What follows belongs to an exercise in optimizing a design on an open flow for small area, a short achievable clock period and few clock cycles; a production flow would make more cautious choices. Function was checked by simulation only, so behaviour that the tests miss may differ from the original. Some runs may be left out. An edit can pass the tests and still lose a function that they never use.

run_1/final_routing.png
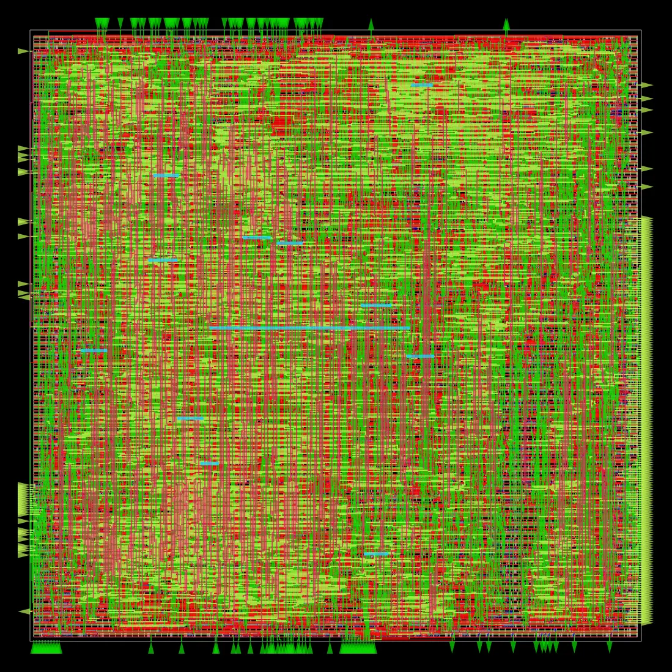
run_1/port_nets.png
Scale bar: 100 um.
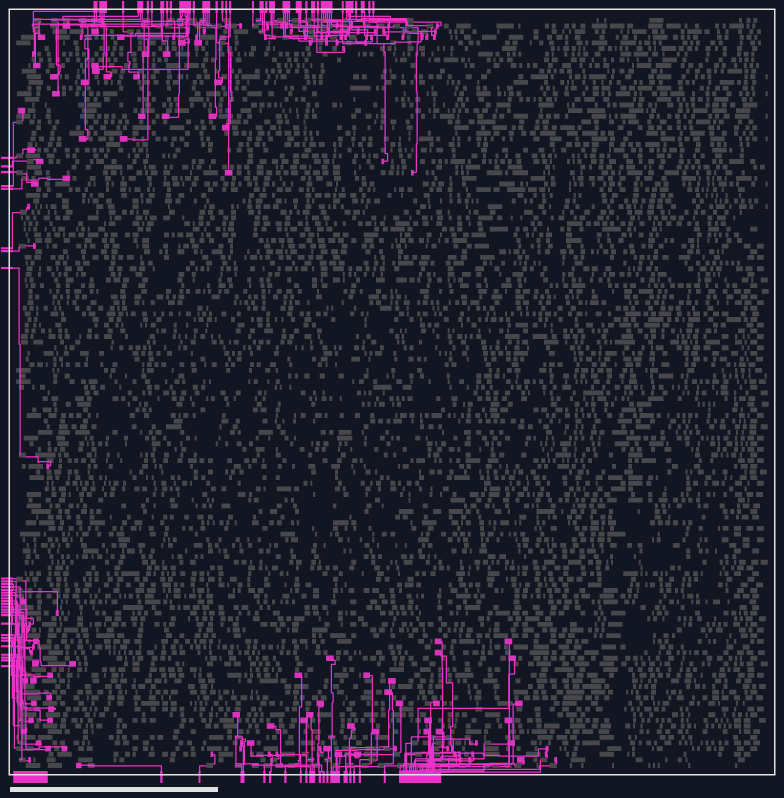
run_1/registers.png
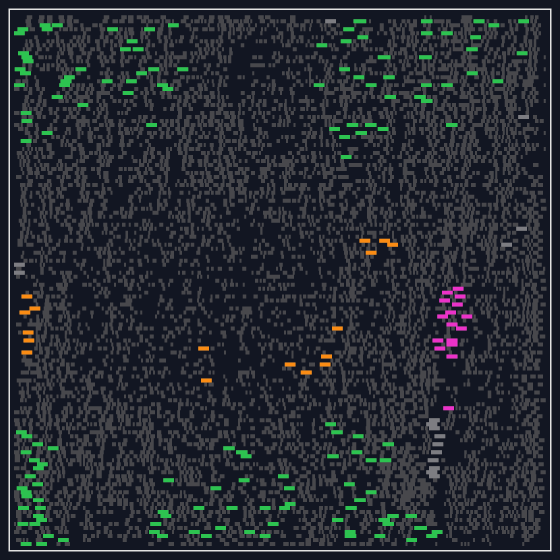
==> flow/design.v, too long to show whole: its modules and the start of the top module <==
// module rbot_solver: 1451 lines
module rbot_solver (
    input clk,
    input reset,
    input start,
    input [161:0] cube_in,
    output reg moves_valid,
    output reg [199:0] moves,
    output reg done
);
  // ...
==> flow/run.sh <==
#!/bin/bash
# synth_recipe.tcl (not shown) runs the flow's synth.tcl, then flattens the netlist and writes it again
# the make line also repeats each setting of config.mk as NAME=value (left out here)
make -C /OpenROAD-flow-scripts/flow DESIGN_CONFIG=/design/flow/config.mk WORK_HOME=/design/flow/orfs CLKGATE_MAP_FILE= SYNTH_SCRIPT=/design/flow/synth_recipe.tcl finish
==> flow/config.mk <==
export PLATFORM = sky130hd
export DESIGN_NAME = rbot_solver
export DESIGN_NICKNAME = rbot_solver
export VERILOG_FILES = /design/flow/design.v
export SDC_FILE = /design/flow/constraint.sdc
export NUM_CORES = 4
export LEC_CHECK = 0
export CAP_MARGIN = 20
export CELL_PAD_IN_SITES_DETAIL_PLACEMENT = 1
export CORE_MARGIN = 2
export CORE_UTILIZATION = 30
export PLACE_DENSITY = 0.5
export SETUP_SLACK_MARGIN = 1.5
export SLEW_MARGIN = 20
==> flow/constraint.sdc <==
create_clock -name core_clock -period 7.0 [get_ports {clk}]
set_input_delay 1.4000 -clock core_clock [delete_from_list [all_inputs] [get_ports {clk}]]
set_output_delay 1.4000 -clock core_clock [all_outputs]
set_load 0.01 [all_outputs]
==> metrics.md, run 1 <==
| Metric | Value |
|---|---|
| Ys async rst share | `0%` |
| Yosys reg bits | `193` |
| # resized after CTS | `89` |
| Data buffer area share | `19.8%` |
| Top cells by count, synth | `nand2_1, clkbuf_1, nor2_1, o22ai_1, nand3_1` |
| Vias in the first global route | `62000` |
| CP top delay family | `simple AND/OR/NAND/NOR gates` |
| Worst-Margin Slew | `1.36 ns` |
| CTS max path bufs | `2` |
| Worst Hold Class | `reg2reg` |
| Clock Skew | `0.0279 ns` |
| Yosys cell types | `123` |
| Busiest grt layer | `met2` |
| Hold_buf cts | `0` |
| Clock Latency Late Sink | `0.60 ns` |
| Worst path cell trace | `nor4bb_4 > buf_6 > a311o_1 > and3_1 > nand2_1 > o21ai_0 > nor3_1 > nand2_1 > nor3_1 > buf_4 > a221oi_1 > buf_4 > o221ai_1 > or4_1 > o32a_1` |
| Die H | `368 um` |
| Inverters | `62` |
| Final core utilization | `38.5%` |
| Yosys warnings | `1` |
| ANT nets after route | `0` |
| Layout Cell Area excl Fill | `50600 um2` |
| Setup TNS | `0 ns` |
| Synthesized cell area | `39800 um2` |
| Routability congestion estimate | `1.11` |
| CP Depth | `15` |
| Finished Layout Cells | `8300` |
| Adder-Cell Fraction of Synth Area | `0%` |
| Relative slew slack | `9.25%` |
| Met1 global-route usage | `64.0%` |
| XOR/XNOR Fraction of Synth Area | `0.198%` |
| Post-route minimum period | `5.58 ns` |
| Multi-input gate area | `33600 um2` |
| Largest stage delay, worst path | `0.72 ns` |
| ANT cells | `15` |
| Hold Crit Depth | `1` |
| Met2 usage | `75.0%` |
| Multi-In Gates | `5118` |
| Critical Path Fanout Max | `10` |
| Clock buf count | `19` |
| Clk cell area share | `1.09%` |
| Synth area leaders | `dfxtp_1, nand2_1, o22ai_1` |
| Routed vias | `65800` |
| Initial DRC count | `13300` |
| Sequential portion of the cell area | `7.74%` |
| Dominant class by area | `multi-input combinational cells` |
| DRC Markers | `0` |
| Area grow syn2layout | `27.1%` |
| Post-DP Area | `48900 um2` |
| Sequential cell area fraction in the yosys report | `9.72%` |
| Worst setup SP type | `flop` |
| Global routing usage on met3 | `20.2%` |
| Most frequent cells in the layout | `buf_4, nand2_1, nor2_1` |
| Place WS | `0.292 ns` |
| Starting Density | `30.3%` |
| DR vias/cell | `7.92` |
| Number of flip-flops and latches | `193` |
| # rows | `133` |
| CP max stage cell | `nand2_1` |
| Period utilization | `79.7%` |
| CTS tree | `yes` |
| Core area | `131000 um2` |
| Fmax | `179 MHz` |
| RSZ-0062 raised after global routing | `true` |
| Cells after Synth | `6129` |
| Max H-tree Level | `4` |
| Multi-input logic portion of the cell area | `66.5%` |
| Clock transition at path regs | `0.10 ns` |
| Worst hold margin | `0.478 ns` |
| Crit path DAT | `6.05 ns` |
| Nets | `6684` |
| Filler cells | `16600` |
| First-pass GRT wire length | `510000 um` |
| Compound-Gate Fraction of Synth Area | `41.5%` |
| Share of layout cells above drive strength 1 | `18.5%` |
| TritonCTS Sinks | `193` |
| Die area | `135000 um2` |
| CTS root buffer | `clkbuf_16` |
| Most common cell after layout, fill and taps aside | `buf_4` |
| R2R Setup Slk | `1.42 ns` |
| Most common cell in the synthesized netlist | `nand2_1` |
| Gr ovfl total | `0` |
| Final WS setup | `1.42 ns` |
| Initial antenna violation count | `25` |
| R2R cell count | `15` |
| Area leader, netlist | `dfxtp_1` |
| Die Width | `368 um` |
| Dpl cells | `8220` |
| Largest family of logic cells by synthesized area | `compound AO/OA/AOI/OAI gates` |
| Top routing layer used | `met5` |
| # setup viols final | `0` |
| Run status | `no timing/DRC/antenna violations` |
| EDFF count, synth | `0` |
| Area share of the largest cell type after synthesis | `9.72%` |
| Final Slew Violations | `0` |
| Non-clk bufs | `1127` |
| Final hold violation count | `0` |
| Total CTS buffers | `17` |
| GRT Total Usage | `52.3%` |
| Crit path kind | `reg2reg` |
| Largest net degree at the start of global routing | `73` |
| Drt pass-1 iters | `17` |
| Post-synthesis simple-gate area fraction | `39.8%` |
| Final HPWL DP | `289000 um` |
Testbench counts for the RTL of run 1, summed over its fixed seeds: cycles 2,054.
Back to the opening pictures, final_routing.png:
routed wl met2: 148000 um
M1 wire length: 138000 um
metal3 WL: 54100 um
final wirelength: 374000 um
Avg WL per Cell: 45.1 um

Back to the opening pictures, port_nets.png:
| color | port | bits | direction | end cells | wire |
|---|---|---|---|---|---|
| magenta | `cube_in` | 162 | input | 144 | 6010 um |
IO Count: 367
Port Buffers: 328

Back to the opening pictures, registers.png:
| color | signal | sequential cells |
|---|---|---|
| green | `s` | 144 |
| orange | `key` | 17 |
| magenta | `sql` | 16 |
not colored: 16

==> run 2, diff against run 1 <==
--- a/flow/config.mk
+++ b/flow/config.mk
@@ -11,4 +11,4 @@
 export CORE_UTILIZATION = 30
 export PLACE_DENSITY = 0.5
-export SETUP_SLACK_MARGIN = 1.5
+export SETUP_SLACK_MARGIN = 1.75
 export SLEW_MARGIN = 20
run_2/final_routing.png
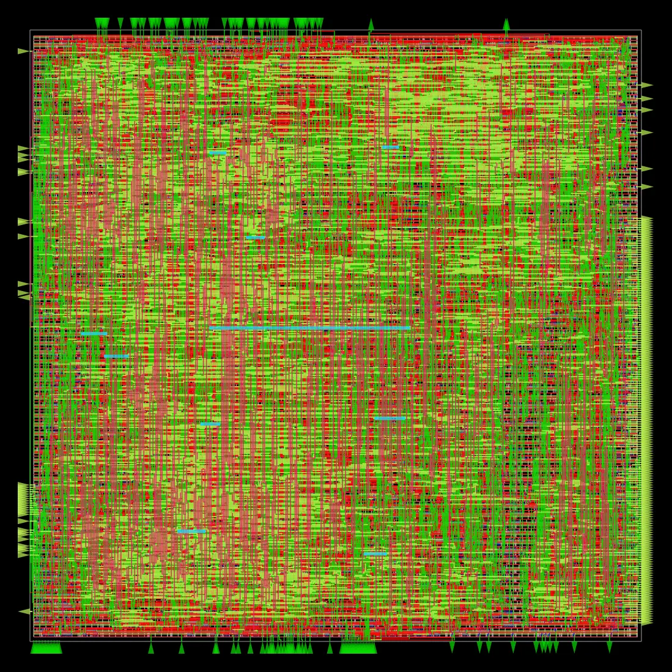
M1 wire length: 138000 um
Avg WL per Cell: 45.0 um
routed vias: 66500
GRT Total Usage: 52.4%

run_2/registers.png
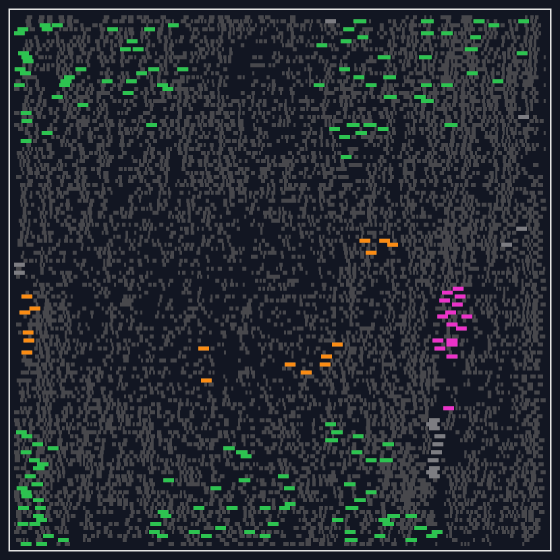
| color | signal | sequential cells |
|---|---|---|
| magenta | `sql` | 16 |
| orange | `key` | 17 |
| green | `s` | 144 |
final core utilization: 39.7%
Reg area: 3960 um2

==> run 2 against run 1 <==
  * Cell count rose by 1.1%
  * Via count rose by 1.2%
  * Synthesized cell count did not move
  * Cell area rose by 3.2%
  * Critical path depth did not move
  * Hold slack improved by 0.0013 ns
  * Non-clock buffer count rose by 79
  * First-iteration DRC count fell by 1.0%
==> metrics.md, run 2 <==
| Metric | Value |
|---|---|
| Run status | `no timing/DRC/antenna violations` |
| Multi-In Gates | `5118` |
| Nets | `6763` |
| Clock transition at path regs | `0.10 ns` |
| Die area | `135000 um2` |
| Adder-Cell Fraction of Synth Area | `0%` |
| Worst-Margin Slew | `1.36 ns` |
| Setup TNS | `0 ns` |
| Largest net degree at the start of global routing | `73` |
| Synth area leaders | `dfxtp_1, nand2_1, o22ai_1` |
| Clock buf count | `19` |
| Final HPWL DP | `289000 um` |
| Gr ovfl total | `0` |
| Max H-tree Level | `4` |
| Most common cell after layout, fill and taps aside | `buf_4` |
| Port Buffers | `328` |
| Initial antenna violation count | `30` |
| Metal3 WL | `55200 um` |
| Starting Density | `30.3%` |
| Sequential portion of the cell area | `7.58%` |
| Worst EP required | `7.46 ns` |
| Final wirelength | `378000 um` |
| Multi-input gate area | `34300 um2` |
| Non-clk bufs | `1206` |
| Inverters | `62` |
| Total CTS buffers | `17` |
| Share of layout cells above drive strength 1 | `21.2%` |
| Routability congestion estimate | `1.11` |
| EDFF count, synth | `0` |
| Worst path cell trace | `and4bb_4 > nand2_1 > buf_4 > o31a_2 > buf_4 > nor4_2 > buf_4 > nor3_1 > nand3_1 > nor3_1 > nand4b_1 > or4_1 > or4_1 > buf_4 > nor4_4` |
| Largest family of logic cells by synthesized area | `compound AO/OA/AOI/OAI gates` |
| Busiest grt layer | `met2` |
| Area share of the largest cell type after synthesis | `9.72%` |
| Crit path DAT | `5.98 ns` |
| # resized after CTS | `164` |
| Final Slew Violations | `0` |
| Worst Hold Class | `reg2reg` |
| DRC Markers | `0` |
| Met2 usage | `75.0%` |
| Area grow syn2layout | `31.1%` |
| Post-route minimum period | `5.52 ns` |
| Avg Cell Area, Syn | `6.49 um2` |
| Routed wl met2 | `150000 um` |
| Crit path kind | `reg2reg` |
| XOR/XNOR Fraction of Synth Area | `0.198%` |
| R2R cell count | `15` |
| Largest stage delay, worst path | `0.76 ns` |
| Clock Latency Late Sink | `0.59 ns` |
| Multi-input logic portion of the cell area | `65.7%` |
| Most frequent cells in the layout | `buf_4, nand2_1, nor2_1` |
| RSZ-0062 raised after global routing | `true` |
| DR vias/cell | `7.93` |
| R2R Setup Slk | `1.48 ns` |
| Die H | `368 um` |
| ANT nets after route | `0` |
| First-pass GRT wire length | `512000 um` |
| Dominant class by area | `multi-input combinational cells` |
| Area leader, netlist | `dfxtp_1` |
| Fmax | `181 MHz` |
| Place WS | `0.292 ns` |
| IO Count | `367` |
| Global routing usage on met3 | `20.1%` |
| Initial DRC count | `13100` |
| Synthesized cell area | `39800 um2` |
| Number of flip-flops and latches | `193` |
| Clock Skew | `0.0262 ns` |
| CP Depth | `15` |
| Layout Cell Area excl Fill | `52200 um2` |
| Max FFs per register | `144` |
| Worst hold margin | `0.480 ns` |
| Relative slew slack | `8.97%` |
| Most common cell in the synthesized netlist | `nand2_1` |
| TritonCTS Sinks | `193` |
| Die Width | `368 um` |
| Ys async rst share | `0%` |
| ANT cells | `24` |
| Clk cell area share | `1.05%` |
| Vias in the first global route | `62200` |
| CTS tree | `yes` |
| Final WS setup | `1.48 ns` |
| Hold Crit Depth | `1` |
| Data buffer area share | `20.9%` |
| CTS root buffer | `clkbuf_16` |
| Post-synthesis simple-gate area fraction | `39.8%` |
| Drt pass-1 iters | `14` |
| Top routing layer used | `met5` |
| # rows | `133` |
| Yosys cell types | `123` |
| Filler cells | `16500` |
| Top cells by count, synth | `nand2_1, clkbuf_1, nor2_1, o22ai_1, nand3_1` |
| Post-DP Area | `48900 um2` |
| Yosys reg bits | `193` |
| Critical Path Fanout Max | `16` |
| CP max stage cell | `nor3_1` |
| CP dominant cell by count | `buf_4` |
| Core area | `131000 um2` |
| Worst setup SP type | `flop` |
| Sequential cell area fraction in the yosys report | `9.72%` |
| Cells after Synth | `6129` |
| Met1 global-route usage | `64.2%` |
| Finished Layout Cells | `8388` |
| CTS max path bufs | `2` |
| Final hold violation count | `0` |
| Period utilization | `78.9%` |
| Yosys warnings | `1` |
| Dpl cells | `8220` |
| Hold_buf cts | `0` |
| Compound-Gate Fraction of Synth Area | `41.5%` |
| # setup viols final | `0` |
| CP top delay family | `simple AND/OR/NAND/NOR gates` |
==> run 3, diff against run 2 <==
--- a/flow/design.v
+++ b/flow/design.v
@@ -1069,13 +1069,37 @@
     assign nkey[15] = (eff[15] & ~chg) | g[128] | g[129] | g[130] | g[131] | g[132] | g[133] | g[134] | g[135] | (tany & eff[14]);
     assign nkey[16] = (eff[16] & ~chg) | g[140] | g[141] | g[142] | g[143] | g[144] | g[145] | g[146] | g[147] | g[148] | g[149] | g[150] | (tany & eff[15]);
-    wire [7:0] nseq;
-    assign nseq[0] = g[0] | g[1] | g[2] | g[6] | g[8] | g[9] | g[12] | g[13] | g[16] | g[19] | g[20] | g[22] | g[23] | g[24] | g[27] | g[30] | g[32] | g[35] | g[36] | g[39] | g[40] | g[43] | g[44] | g[46] | g[48] | g[49] | g[53] | g[55] | g[56] | g[58] | g[60] | g[61] | g[62] | g[64] | g[66] | g[67] | g[70] | g[73] | g[76] | g[77] | g[78] | g[79] | g[82] | g[85] | g[86] | g[87] | g[90] | g[91] | g[94] | g[95] | g[99] | g[104] | g[105] | g[106] | g[107] | g[109] | g[110] | g[113] | g[118] | g[119] | g[122] | g[124] | g[126] | g[129] | g[130] | g[133] | g[134] | g[138] | g[139] | g[141] | g[143] | g[144] | g[147] | g[148] | g[150];
-    assign nseq[1] = g[0] | g[1] | g[3] | g[6] | g[10] | g[11] | g[13] | g[14] | g[16] | g[20] | g[21] | g[22] | g[24] | g[25] | g[27] | g[31] | g[32] | g[34] | g[35] | g[38] | g[41] | g[42] | g[44] | g[45] | g[46] | g[48] | g[51] | g[53] | g[57] | g[60] | g[62] | g[63] | g[65] | g[66] | g[67] | g[68] | g[69] | g[71] | g[73] | g[77] | g[78] | g[81] | g[82] | g[89] | g[90] | g[92] | g[94] | g[96] | g[98] | g[99] | g[100] | g[104] | g[107] | g[108] | g[114] | g[115] | g[116] | g[117] | g[118] | g[120] | g[121] | g[122] | g[126] | g[128] | g[129] | g[131] | g[134] | g[136] | g[137] | g[138] | g[139] | g[140] | g[141] | g[142] | g[143] | g[144] | g[149];
-    assign nseq[2] = g[0] | g[5] | g[7] | g[8] | g[9] | g[10] | g[11] | g[13] | g[17] | g[18] | g[21] | g[23] | g[24] | g[25] | g[26] | g[27] | g[32] | g[36] | g[37] | g[38] | g[39] | g[41] | g[44] | g[48] | g[50] | g[54] | g[55] | g[59] | g[60] | g[61] | g[64] | g[65] | g[66] | g[68] | g[69] | g[73] | g[75] | g[78] | g[79] | g[80] | g[83] | g[84] | g[85] | g[86] | g[89] | g[90] | g[91] | g[92] | g[95] | g[98] | g[100] | g[101] | g[103] | g[104] | g[105] | g[107] | g[108] | g[110] | g[111] | g[114] | g[115] | g[118] | g[126] | g[131] | g[132] | g[133] | g[134] | g[140] | g[141] | g[145] | g[146] | g[147] | g[148];
-    assign nseq[3] = g[1] | g[4] | g[5] | g[8] | g[10] | g[12] | g[14] | g[15] | g[16] | g[18] | g[19] | g[20] | g[21] | g[23] | g[24] | g[25] | g[27] | g[32] | g[34] | g[47] | g[49] | g[51] | g[52] | g[53] | g[54] | g[55] | g[58] | g[59] | g[60] | g[61] | g[63] | g[64] | g[65] | g[66] | g[68] | g[69] | g[73] | g[75] | g[77] | g[78] | g[79] | g[84] | g[86] | g[87] | g[93] | g[96] | g[97] | g[99] | g[101] | g[105] | g[106] | g[108] | g[111] | g[112] | g[113] | g[114] | g[116] | g[121] | g[122] | g[124] | g[125] | g[126] | g[128] | g[129] | g[130] | g[135] | g[136] | g[137] | g[140] | g[141] | g[142] | g[143] | g[146] | g[147];
-    assign nseq[4] = g[17] | g[21] | g[22] | g[26] | g[28] | g[29] | g[30] | g[31] | g[32] | g[35] | g[36] | g[37] | g[38] | g[39] | g[40] | g[41] | g[42] | g[44] | g[46] | g[47] | g[48] | g[49] | g[50] | g[51] | g[52] | g[53] | g[54] | g[55] | g[56] | g[57] | g[58] | g[60] | g[62] | g[63] | g[68] | g[70] | g[71] | g[72] | g[77] | g[78] | g[84] | g[86] | g[87] | g[95] | g[96] | g[98] | g[99] | g[100] | g[101] | g[104] | g[105] | g[107] | g[108] | g[112] | g[119] | g[120] | g[123] | g[125] | g[127] | g[130] | g[140] | g[141] | g[142] | g[143] | g[144] | g[145] | g[146] | g[147] | g[148];
-    assign nseq[5] = g[0] | g[4] | g[12] | g[14] | g[16] | g[17] | g[18] | g[23] | g[25] | g[27] | g[29] | g[30] | g[31] | g[33] | g[35] | g[37] | g[39] | g[41] | g[43] | g[44] | g[45] | g[47] | g[49] | g[51] | g[53] | g[54] | g[55] | g[56] | g[57] | g[60] | g[61] | g[62] | g[67] | g[68] | g[69] | g[73] | g[78] | g[80] | g[87] | g[91] | g[92] | g[94] | g[95] | g[96] | g[97] | g[99] | g[100] | g[101] | g[102] | g[103] | g[104] | g[105] | g[106] | g[108] | g[109] | g[110] | g[111] | g[112] | g[115] | g[117] | g[118] | g[121] | g[122] | g[123];
-    assign nseq[6] = g[0] | g[4] | g[12] | g[14] | g[16] | g[18] | g[20] | g[21] | g[22] | g[23] | g[25] | g[26] | g[27] | g[29] | g[30] | g[31] | g[32] | g[33] | g[35] | g[36] | g[37] | g[38] | g[39] | g[41] | g[43] | g[44] | g[45] | g[47] | g[48] | g[49] | g[51] | g[52] | g[53] | g[54] | g[55] | g[58] | g[59] | g[63] | g[64] | g[65] | g[66] | g[67] | g[68] | g[72] | g[74] | g[76] | g[77] | g[78] | g[80] | g[81] | g[82] | g[83] | g[84] | g[85] | g[86] | g[89] | g[90] | g[91] | g[92] | g[93] | g[113] | g[116] | g[119] | g[120];
-    assign nseq[7] = g[1] | g[2] | g[3] | g[5] | g[6] | g[7] | g[8] | g[9] | g[10] | g[11] | g[13] | g[15] | g[19] | g[24] | g[28] | g[34] | g[40] | g[42] | g[46] | g[50] | g[88];
+    wire [15:0] nsqh, nsql;
+    assign nsqh[0] = g[75] | g[79] | g[114] | g[124] | g[126] | g[128] | g[129] | g[131] | g[132] | g[133] | g[134] | g[135] | g[136] | g[137] | g[138] | g[139] | g[149] | g[150];
+    assign nsqh[1] = g[70] | g[71] | g[98] | g[107] | g[125] | g[127] | g[130] | g[140] | g[141] | g[142] | g[143] | g[144] | g[145] | g[146] | g[147] | g[148];
+    assign nsqh[2] = g[61] | g[69] | g[73] | g[94] | g[97] | g[102] | g[103] | g[106] | g[109] | g[110] | g[111] | g[115] | g[117] | g[118] | g[121] | g[122];
+    assign nsqh[3] = g[17] | g[56] | g[57] | g[60] | g[62] | g[87] | g[95] | g[96] | g[99] | g[100] | g[101] | g[104] | g[105] | g[108] | g[112] | g[123];
+    assign nsqh[4] = g[20] | g[59] | g[64] | g[65] | g[66] | g[74] | g[76] | g[81] | g[82] | g[83] | g[85] | g[89] | g[90] | g[93] | g[113] | g[116];
+    assign nsqh[5] = g[21] | g[22] | g[26] | g[32] | g[36] | g[38] | g[48] | g[52] | g[58] | g[63] | g[72] | g[77] | g[84] | g[86] | g[119] | g[120];
+    assign nsqh[6] = g[0] | g[4] | g[12] | g[14] | g[16] | g[18] | g[23] | g[25] | g[27] | g[33] | g[43] | g[45] | g[67] | g[80] | g[91] | g[92];
+    assign nsqh[7] = g[29] | g[30] | g[31] | g[35] | g[37] | g[39] | g[41] | g[44] | g[47] | g[49] | g[51] | g[53] | g[54] | g[55] | g[68] | g[78];
+    assign nsqh[8] = g[1] | g[2] | g[3] | g[5] | g[6] | g[7] | g[8] | g[9] | g[10] | g[11] | g[13] | g[15] | g[19] | g[24] | g[34] | g[88];
+    assign nsqh[9] = g[28] | g[40] | g[42] | g[46] | g[50];
+    assign nsqh[10] = 1'b0;
+    assign nsqh[11] = 1'b0;
+    assign nsqh[12] = 1'b0;
+    assign nsqh[13] = 1'b0;
+    assign nsqh[14] = 1'b0;
+    assign nsqh[15] = 1'b0;
+    assign nsql[0] = g[28] | g[29] | g[33] | g[72] | g[74] | g[88] | g[102] | g[123] | g[127];
+    assign nsql[1] = g[2] | g[30] | g[40] | g[43] | g[56] | g[70] | g[76] | g[109] | g[119] | g[150];
+    assign nsql[2] = g[3] | g[31] | g[42] | g[45] | g[57] | g[71] | g[81] | g[117] | g[120] | g[149];
+    assign nsql[3] = g[6] | g[22] | g[35] | g[46] | g[62] | g[67] | g[82] | g[94] | g[138] | g[139] | g[144];
+    assign nsql[4] = g[7] | g[17] | g[26] | g[37] | g[50] | g[80] | g[83] | g[103] | g[132] | g[145];
+    assign nsql[5] = g[9] | g[36] | g[39] | g[85] | g[91] | g[95] | g[110] | g[133] | g[148];
+    assign nsql[6] = g[11] | g[38] | g[41] | g[89] | g[92] | g[98] | g[100] | g[115] | g[131];
+    assign nsql[7] = g[0] | g[13] | g[44] | g[48] | g[90] | g[104] | g[107] | g[118] | g[134];
+    assign nsql[8] = g[4] | g[15] | g[47] | g[52] | g[93] | g[97] | g[112] | g[125] | g[135];
+    assign nsql[9] = g[12] | g[19] | g[49] | g[58] | g[87] | g[106] | g[113] | g[124] | g[130];
+    assign nsql[10] = g[14] | g[34] | g[51] | g[63] | g[96] | g[116] | g[121] | g[128] | g[136] | g[137] | g[142];
+    assign nsql[11] = g[1] | g[16] | g[20] | g[53] | g[77] | g[99] | g[122] | g[129] | g[143];
+    assign nsql[12] = g[5] | g[18] | g[54] | g[59] | g[75] | g[84] | g[101] | g[111] | g[146];
+    assign nsql[13] = g[8] | g[23] | g[55] | g[61] | g[64] | g[79] | g[86] | g[105] | g[147];
+    assign nsql[14] = g[10] | g[21] | g[25] | g[65] | g[68] | g[69] | g[108] | g[114] | g[140];
+    assign nsql[15] = g[24] | g[27] | g[32] | g[60] | g[66] | g[73] | g[78] | g[126] | g[141];
     wire fin = busy & (eff[16] | g[140] | g[141] | g[142] | g[143] | g[144] | g[145] | g[146] | g[147] | g[148] | g[149] | g[150]);
     wire [2:0] nnu = {ksel[4], ksel[2] | ksel[3], ksel[1] | ksel[3]};
@@ -1097,5 +1121,4 @@
         end
     end
-    integer i;
     always @(posedge clk) begin
         if (start & ~busy) begin
@@ -1106,8 +1129,6 @@
             key <= nkey;
         end
-        for (i = 0; i < 16; i = i + 1) begin
-            sqh[i] <= nseq[7:4] == i;
-            sql[i] <= nseq[3:0] == i;
-        end
+        sqh <= nsqh;
+        sql <= nsql;
         nu <= nnu;
     end
--- a/flow/config.mk
+++ b/flow/config.mk
@@ -11,4 +11,4 @@
 export CORE_UTILIZATION = 30
 export PLACE_DENSITY = 0.5
-export SETUP_SLACK_MARGIN = 1.75
+export SETUP_SLACK_MARGIN = 1.5
 export SLEW_MARGIN = 20
run_3/final_routing.png
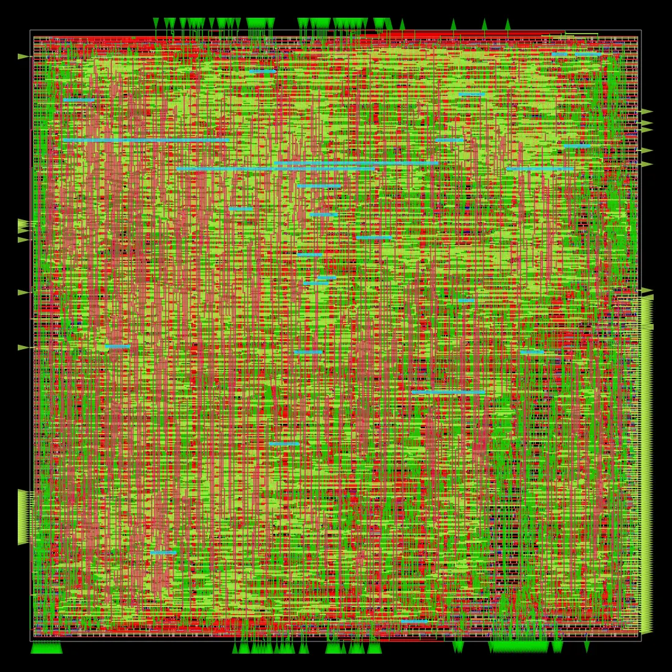
Avg WL per Cell: 47.1 um
routed wl met2: 147000 um
final wirelength: 386000 um

run_3/met2.png
Scale bar: 100 um. Cells faint in the background.
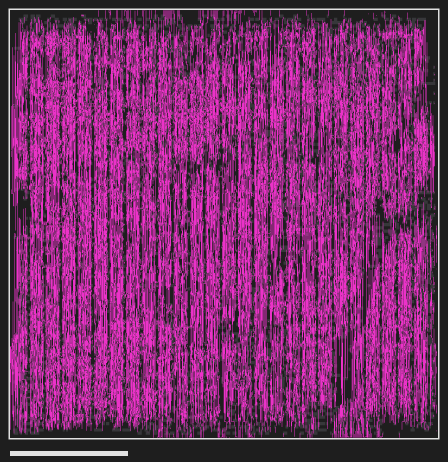
main direction: vertical
nets with wire on the layer: 5907
routed vias: 66900
met2 usage: 76.1%

==> run 3 against run 2 <==
  * Wire length grew 2.3%
  * Flip-flop and latch count stayed put
  * Fmax shrank 5.0%
  * Largest cell class unchanged
  * Clock-buffer cell count fell by 2
  * Utilization about the same
  * Die area fell by 2.8%
==> metrics.md, run 3 <==
| Metric | Value |
|---|---|
| Run status | `no timing/DRC/antenna violations` |
| Drt pass-1 iters | `15` |
| CTS max path bufs | `2` |
| Finished Layout Cells | `8195` |
| R2R cell count | `17` |
| Final WS setup | `1.19 ns` |
| Final core utilization | `39.7%` |
| Fmax | `172 MHz` |
| Filler cells | `15900` |
| Multiplexer area fraction after synthesis | `0.223%` |
| Port Buffers | `328` |
| Yosys reg bits | `193` |
| Worst path cell trace | `nand2b_1 > or4_4 > nor4_4 > buf_6 > buf_4 > buf_4 > o21ai_4 > buf_8 > or2_2 > nand3_1 > or4_1 > nor4_1 > buf_4 > a221o_1 > a21oi_1 > nand4_1 > o22a_1` |
| Initial DRC count | `15000` |
| Worst EP required | `7.52 ns` |
| Core area | `128000 um2` |
| Non-clk bufs | `1281` |
| Multi-In Gates | `4929` |
| ANT cells | `16` |
| Max H-tree Level | `4` |
| Critical Path Fanout Max | `15` |
| Period utilization | `83.0%` |
| Synthesized cell area | `38600 um2` |
| DR vias/cell | `8.16` |
| Worst Hold Class | `reg2reg` |
| Yosys cell types | `113` |
| Area grow syn2layout | `31.0%` |
| RSZ-0062 raised after global routing | `true` |
| Largest family of logic cells by synthesized area | `compound AO/OA/AOI/OAI gates` |
| Sequential portion of the cell area | `7.72%` |
| EDFF count, synth | `0` |
| Largest stage delay, worst path | `0.85 ns` |
| M1 wire length | `140000 um` |
| R2R Setup Slk | `1.19 ns` |
| Largest net degree at the start of global routing | `63` |
| Layout Cell Area excl Fill | `50600 um2` |
| CTS tree | `yes` |
| Yosys warnings | `1` |
| Initial antenna violation count | `46` |
| Sequential cell area fraction in the yosys report | `10.0%` |
| Top cells by count, synth | `nand2_1, clkbuf_1, a22oi_1, nand3_1, nor2_1` |
| Data buffer area share | `21.9%` |
| Worst hold margin | `0.483 ns` |
| Post-synth top flop | `dfxtp_1` |
| Top routing layer used | `met5` |
| Clk cell area share | `1.12%` |
| Worst Path Buf+Inv | `5` |
| # rows | `131` |
| Vias in the first global route | `62600` |
| GRT Total Usage | `55.4%` |
| Clock transition at path regs | `0.10 ns` |
| Routability congestion estimate | `1.13` |
| Dpl cells | `8107` |
| Post-route minimum period | `5.81 ns` |
| Crit path DAT | `6.33 ns` |
| Total CTS buffers | `17` |
| Worst-Margin Slew | `1.30 ns` |
| Critical path capture point type | `flop` |
| Post-CTS Setup Repair Bufs | `11` |
| Clock Latency Late Sink | `0.60 ns` |
| Avg Cell Area, Syn | `6.53 um2` |
| Worst setup SP type | `flop` |
| Compound-Gate Fraction of Synth Area | `42.9%` |
| Clock buf count | `17` |
| ANT nets after route | `0` |
| Busiest grt layer | `met2` |
| Ys async rst share | `0%` |
| CP top delay family | `simple AND/OR/NAND/NOR gates` |
| Synth area leaders | `dfxtp_1, a22oi_1, nand2_1` |
| Final hold violation count | `0` |
| Cells after Synth | `5920` |
| Max-cap violations | `0` |
| Post-DP Area | `48800 um2` |
| XOR/XNOR Fraction of Synth Area | `0.159%` |
| Relative slew slack | `12.4%` |
| CTS root buffer | `clkbuf_16` |
| Most frequent cells in the layout | `buf_4, nand2_1, a22oi_1` |
| First-pass GRT wire length | `520000 um` |
| Max FFs per register | `144` |
| TritonCTS Sinks | `193` |
| # resized after CTS | `86` |
| Place WS | `0.826 ns` |
| Global routing usage on met3 | `26.0%` |
| Multi-input logic portion of the cell area | `64.4%` |
| Nets | `6670` |
| Final Slew Violations | `0` |
| Area share of the largest cell type after synthesis | `10.0%` |
| Clock Skew | `0.0350 ns` |
| # setup viols final | `0` |
| Metal3 WL | `62900 um` |
| Inverters | `83` |
| Most common cell after layout, fill and taps aside | `buf_4` |
| Starting Density | `30.3%` |
| Most common cell in the synthesized netlist | `nand2_1` |
| Die area | `132000 um2` |
| Die Width | `363 um` |
| Gr ovfl total | `0` |
| Dominant class by area | `multi-input combinational cells` |
| Crit path kind | `reg2reg` |
| IO Count | `367` |
| CP dominant cell by count | `buf_4` |
| Number of flip-flops and latches | `193` |
| Multi-input gate area | `32600 um2` |
| DRC Markers | `0` |
| Reg area | `3910 um2` |
| Share of layout cells above drive strength 1 | `20.6%` |
| Setup TNS | `0 ns` |
| Post-synthesis simple-gate area fraction | `38.1%` |
| CP max stage cell | `nor4_1` |
| Met1 global-route usage | `67.3%` |
| Area leader, netlist | `dfxtp_1` |
| Well-tap cell count | `1662` |
| Hold Crit Depth | `2` |
| Die H | `363 um` |
| Adder-Cell Fraction of Synth Area | `0%` |
| Final HPWL DP | `299000 um` |
| CP Depth | `17` |
| Hold_buf cts | `0` |
Testbench counts for the RTL of run 3, summed over its fixed seeds: cycles 2,054.

## what the ideal ports hide
The results above use ideal ports. As a check the final layouts listed here were re-extracted and re-timed, cells and wires unchanged.
Step 1 (the two cells are an assumption about what drives the block):
set clk [get_ports {clk}]
set_driving_cell -lib_cell sky130_fd_sc_hd__clkbuf_16 $clk
set_driving_cell -lib_cell sky130_fd_sc_hd__buf_2 [delete_from_list [all_inputs] $clk]
Step 2 adds t to the input delays and takes it off the output delays; t is the mean of the earliest and latest rising clock arrival at the registers after step 1. Input paths then give back, and output paths get back, about the clock's delay inside the block.
Three values: no drivers, after step 1, after step 2; two values: the first two.
run | t, ns | slack for setup (ns) | worst hold slack (ns) | worst register clock-pin slew, ns
run 1 | 0.661 | 1.423 / 1.423 / 1.423 | 0.478 / 0.478 / 0.478 | 0.10 / 0.10
run 2 | 0.664 | 1.480 / 1.480 / 1.480 | 0.480 / 0.480 / 0.480 | 0.10 / 0.10
run 3 | 0.661 | 1.191 / 1.191 / 1.191 | 0.483 / 0.483 / 0.483 | 0.11 / 0.11
After both steps setup and hold are still met in every run listed.
